This design comes from an exercise in tuning for small area, a short achievable clock period and few clock cycles on the open sky130 flow, not from production work. Function was checked by simulation only, so behaviour that the tests miss may differ from the original. Power figures rest on the tool's default switching activity, not on a simulated workload.

### flow/run.sh
#!/bin/bash
# synth_recipe.tcl (not shown) runs the flow's synth.tcl, then flattens the netlist and writes it again
# the make line also repeats each setting of config.mk as NAME=value (left out here)
make -C /OpenROAD-flow-scripts/flow DESIGN_CONFIG=/design/flow/config.mk WORK_HOME=/design/flow/orfs CLKGATE_MAP_FILE= SYNTH_SCRIPT=/design/flow/synth_recipe.tcl finish
### flow/config.mk
export PLATFORM = sky130hd
export DESIGN_NAME = dotopt
export DESIGN_NICKNAME = dotopt
export VERILOG_FILES = /design/flow/design.v
export SDC_FILE = /design/flow/constraint.sdc
export NUM_CORES = 4
export LEC_CHECK = 0
export CAP_MARGIN = 20
export CORE_MARGIN = 2
export CORE_UTILIZATION = 45
export PLACE_DENSITY = 0.6
export SLEW_MARGIN = 20
### flow/constraint.sdc
create_clock -name core_clock -period 12.0 [get_ports {clk}]
set_input_delay 2.4000 -clock core_clock [delete_from_list [all_inputs] [get_ports {clk}]]
set_output_delay 2.4000 -clock core_clock [all_outputs]
set_load 0.01 [all_outputs]
### flow/design.v
module dotopt(input logic clk, input logic rst_n,
           output logic slave_waitrequest,
           input logic [3:0] slave_address,
           input logic slave_read, output logic [31:0] slave_readdata,
           input logic slave_write, input logic [31:0] slave_writedata,
           input logic master_waitrequest,
           output logic [31:0] master_address,
           output logic master_read, input logic [31:0] master_readdata, input logic master_readdatavalid,
           output logic master_write, output logic [31:0] master_writedata,
           input logic master2_waitrequest,
           output logic [31:0] master2_address,
           output logic master2_read, input logic [31:0] master2_readdata, input logic master2_readdatavalid,
           output logic master2_write, output logic [31:0] master2_writedata);
    logic [31:0] weight_base;
    logic [31:0] vector_base;
    logic [31:0] length;
    logic [31:0] addr_index;
    logic signed [31:0] temp_weight; 
    logic signed [31:0] temp_vector; 
    logic signed [63:0] product;     
    logic signed [31:0] sum;         
    enum{IDLE, READBOTH, WAITBOTH, COMPUTE, DONE} present_state;
    assign slave_readdata = (slave_read && slave_address == 4'd0) ? sum : 32'b0;
    assign master_writedata = 32'b0;
    assign master2_writedata = 32'b0;
	 assign product = temp_weight * temp_vector;
    always_ff @(posedge clk) begin
        if (~rst_n) begin
            present_state <= IDLE;
				slave_waitrequest <= 1'b0;
				master_write <= 1'b0;
				master2_write <= 1'b0;
				master_read <= 1'b0;
				master2_read <= 1'b0;
				addr_index <= 32'b0;
				weight_base <= 32'b0;
				vector_base <= 32'b0;
				length <= 32'b0;
		  end
        else begin
            case(present_state)
				IDLE: begin
                addr_index <= 32'd0;
                if (slave_write) begin
                    sum <= 32'b0;       
                    case(slave_address)
                    4'd0: begin 
                        present_state <= READBOTH;  
                        slave_waitrequest <= 1'b1;          
                    end
                    4'd2: weight_base <= slave_writedata;   
                    4'd3: vector_base <= slave_writedata;   
                    4'd5: length <= slave_writedata;        
                    endcase
                end
            end
            READBOTH: begin
                if (addr_index < length) begin
                    master_read <= 1'b1;
                    master2_read <= 1'b1;
                    master_address <= weight_base + addr_index * 4;
                    master2_address <= vector_base + addr_index * 4;
                    present_state <= WAITBOTH;
                end
                else
                    present_state <= DONE;
            end
            WAITBOTH: begin
                if (master_waitrequest == 1'b0 && master2_waitrequest == 1'b0) begin
                    if (master_readdatavalid == 1'b1 && master2_readdatavalid == 1'b1) begin
                        master_read <= 1'b0;
                        master2_read <= 1'b0;
                        temp_weight <= master_readdata;   
                        temp_vector <= master2_readdata;
                        present_state <= COMPUTE;
                    end
                end
            end
            COMPUTE: begin
                sum <= sum + product[47:16]; 
                present_state <= READBOTH;
                addr_index <= addr_index + 1; 
            end
            DONE: begin
                slave_waitrequest <= 1'b0;
                present_state <= IDLE;
            end
            endcase
        end
    end
endmodule
==> images/met1.png <==
Scale: 1.5 px per µm. Supply wires on this layer in gray.
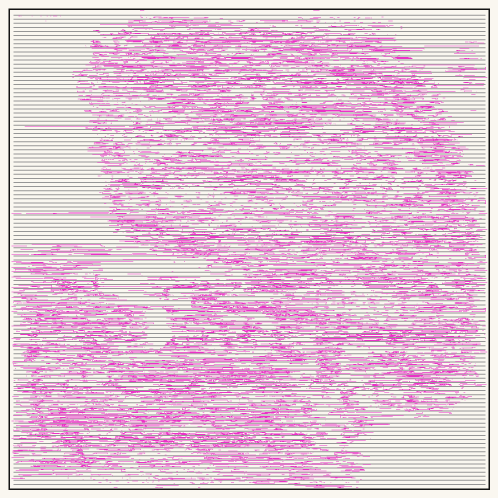
longest straight run: 66.7 µm
nets with wire on the layer: 5553
share of all routed wire: 42%

==> images/pdn.png <==
Scale: 1.5 px per µm. Pins as bars on the die edge. Tap cells in gray.
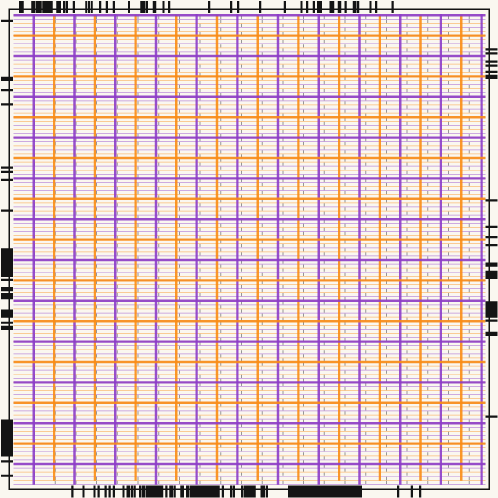
legend:
  purple:
    net: VSS
  orange:
    net: VDD
signal pins: 273
met4 straps: 23
rows: 115
met1 rails: 116
Die Y: 319 µm
Die X: 319 µm
Peak supply drop: 0.000105 V
Core Area: 98400 µm²

==> images/final_congestion.png <==
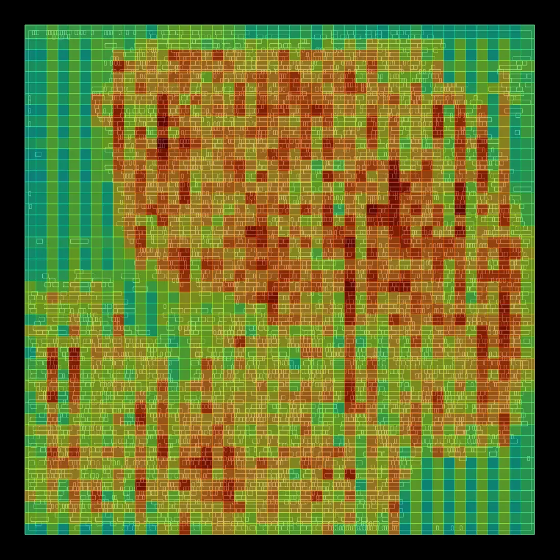
wire length per cell: 19.7 µm
GRT met2 Usage: 0.423
final core occ: 0.500

==> images/met4.png <==
Scale: 1 px per µm. Supply wires on this layer in gray.
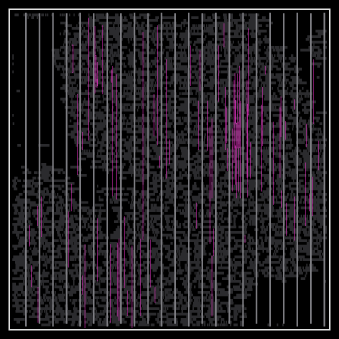
nets with wire on the layer: 55
main direction: vertical
longest straight run: 207 µm
wire length on this layer: 4570 µm

==> run summary <==
* Yosys warning count at 1
* Final #Nets at about 6k
* Std cell rows at between 100 and 150
* # port buffers at between 200 and 250
* Reg2Reg Depth at 36
* Pins Over Slew Limit at 0
* Nature of the critical path startpoint: flip-flop
* DRC viols at 0
* Multi-input gate area at between 30000 and 40000 µm²
* Final Cell Area at approximately 50000 µm²
* Fillers at between 9k and 10k
* Hold wc startpoint: weight_base[1]
* Final worst-path cycle share at 0.836
* Post-cts gate resize count at 0
* Register area at 7470 µm²
* Worst Path Required at between 10 and 15 ns
* Worst path depth at 36
* End of the critical path: sum[29]
* # setup viols final at 0
* Root Buffer: clkbuf_16
* Slowest library cell on the worst path: edfxtp_1
* Synthesized area at about 45000 µm²
* RSZ-0062 raised after global routing: false
* Max-slew headroom at 0.218
* DR pass1 iterations at 5
* TritonCTS clock tree: yes
* DR vias at around 32k
* CTS buffer count at 40
* Die ar. at 102000 µm²
* Max incr delay on CP at ~1.1 ns
* Global-route wire length before repair at 193000 µm
* Uppermost layer routed: met4
* Yosys reg bits at between 200 and 300
* Ys flop type: edfxtp_1
* Layout cells sized above 1 at 0.0345
* Worst setup path startpoint: temp_vector[10]
* Post-CTS Setup Repair Bufs at 0
* Largest net degree at the start of global routing at 86
* M1 GR Usage at 0.319
* Crit path top cell by count: fa_1
* Vias per cell at 5.16
* Most frequent cells in the layout: inv_1 (877), fa_1 (841), nand2_1 (679)
* WL final at 122000 µm
* Crit-path leading delay family: adder cells
* GRT overflow at 0
* Sequential fraction of the synthesis area at 0.167
* Synthesized area per cell at roughly 9.4 µm²
* CP arrival at 10.41 ns
* Grt met3 use at 0.0253
* Post-layout total power at between 2000 and 3000 µW
* Met1 wire length at 51500 µm
* Initial Util at 0.454
* Status: no timing/DRC/antenna violations
* Post-DP HPWL at about 96000 µm
* Max FO, Critical Path at 24
* Worst Max-Slew Pin Slew at around 1.2 ns
* All-Layer GR Usage at 0.245
* Placed Area at about 48000 µm²
* CTS H-tree depth at 2
* Routed met3 length at around 4400 µm
* Clock transition at path regs at 0.06 ns
* Met2 WL at between 60000 and 70000 µm
* Number of synthesized flops with an enable pin at 160
* GPL Wtd Cong at roughly 0.9
* Hold Crit Class: reg -> reg
* I/O pins at roughly 270
* Worst hold endpoint: master_address[1]
* Reg2reg end: sum[29]
* Post-layout min period at 10.04 ns
* Fraction of registers with async set/reset at 0
* Vias in the first global route at 33.6k
* CTS Hold Bufs at 0
* Register-to-register setup slack at 1.96 ns
* Commonest non-fill, non-tap cell in the layout: inv_1
* Hold path depth at 0
* Worst Setup End Kind: flip-flop
* Max_cap viols at 0
* Initial antenna violation count at 4
* Worst Path Buf+Inv at 6
* Setup TNS at 0 ns
* Cells after synthesis at about 4.7k
* Fin Clk Skew at between 0.06 and 0.07 ns
* GRT Max-Usage Layer: met2
* Initial DRC count at 1824
* Final hold violations at 0
* Post-synth cell types at between 70 and 80
* Area Overhead vs Synth at 10.2%
* Max Root-Sink Buffers at 3
* Pleak at approximately 0.023 µW
* Fmax at 0.0997 GHz
* Crit Path Class: reg -> reg
* FF-to-FF Start: temp_vector[10]
* PD cells at approximately 55 nW/µm²
* Clk sinks at slightly below 300
* Final ANT Viol Nets at 0
* Worst-skew pair later-pin latency at ~0.65 ns
Testbench counts, summed over its fixed seeds: cycles 111,648.
==> cell families after synthesis <==
family / Yosys count / share of synthesized area
simple gates: 1520 / 0.169
buf+inv: 1162 / 0.103
fa+ha+maj: 1129 / 0.458
compound gates: 490 / 0.0732
flops: 293 / 0.167
xor+xnor: 142 / 0.0279
mux: 8 / 0.00179
other cells: 1 / 0.0000840
==> area by class of cell <==
cell class | count | share of cell area
Multi-Input combinational cell | 3355 | 0.668
Antenna cell | 2 | 0.000102
Clock inverter | 20 | 0.00470
Inverter | 877 | 0.0669
Tap cell | 1287 | 0.0327
Sequential cell | 293 | 0.152
Clock buffer | 54 | 0.0235
Timing Repair Buffer | 274 | 0.0527
==> power by group <==
group	switching (µW)	leakage, µW	internal (µW)
logic	188	0.0197	148
clock network	547	0.000682	748
registers	6.11	0.00264	1060
total	741	0.0230	1960
==> cells in the mapped netlist, types with 16 or more instances <==
| cell | number | area share |
|---|---|---|
| xor2_1 | 39 | 0.0077 |
| xnor2_1 | 103 | 0.020 |
| and2_1 | 507 | 0.071 |
| ha_1 | 288 | 0.081 |
| a21o_1 | 61 | 0.010 |
| nand2b_1 | 21 | 0.0029 |
| and3_1 | 55 | 0.0077 |
| o21a_1 | 23 | 0.0039 |
| nand4_1 | 26 | 0.0036 |
| a21boi_0 | 102 | 0.017 |
| a211oi_1 | 16 | 0.0027 |
| dfxtp_1 | 133 | 0.060 |
| nand3_1 | 51 | 0.0057 |
| nor2_1 | 101 | 0.0085 |
| buf_4 | 67 | 0.011 |
| edfxtp_1 | 160 | 0.11 |
| clkbuf_1 | 210 | 0.018 |
| nand2_1 | 679 | 0.057 |
| o21ai_0 | 81 | 0.0091 |
| fa_1 | 841 | 0.38 |
| a21oi_1 | 118 | 0.013 |
| inv_1 | 877 | 0.074 |
| nor2b_1 | 22 | 0.0031 |
==> through the flow <==
step / hold WS (ns) / std cells / setup WS, ns
after floorplan: 0.408 / 4810 / 1.78
after global placement: 0.412 / 6084 / 2.09
after detailed placement: 0.417 / 6084 / 1.98
after CTS: 0.432 / 6158 / 2.00
after global routing: 0.441 / 6161 / 1.42
final: 0.433 / 6162 / 1.96
==> state kept, by name, summed over array words and instances (netlist names) <==
name	cells
master_address	32
addr_index	32
temp_vector	32
master2_read	1
slave_waitrequest	1
master2_address	32
vector_base	32
length	32
sum	32
weight_base	32
present_state	3
temp_weight	32

re-timing with driven ports:
Ports are ideal in the flow. The routed layout listed here was re-timed in OpenROAD. Step 1, drivers: a clkbuf_16 drives clk and a buf_2 each remaining input, both assumed. Step 2 times the ports against the registers' clock, not the clock port: input delays grow and output delays shrink by t, the midpoint of the rising clock arrivals with the driver on. a / b / c = ideal / step 1 / step 2; a / b = the first two.
shift t [ns]: 0.689
slack for setup (ns): 1.965 / 1.965 / 1.965
clock arrival spread, ns: 0.067 / 0.068
After both steps this run still meets setup and hold. For this run, drivers alone change the setup slack by 0.000 ns; drivers and shift together by 0.000 ns.
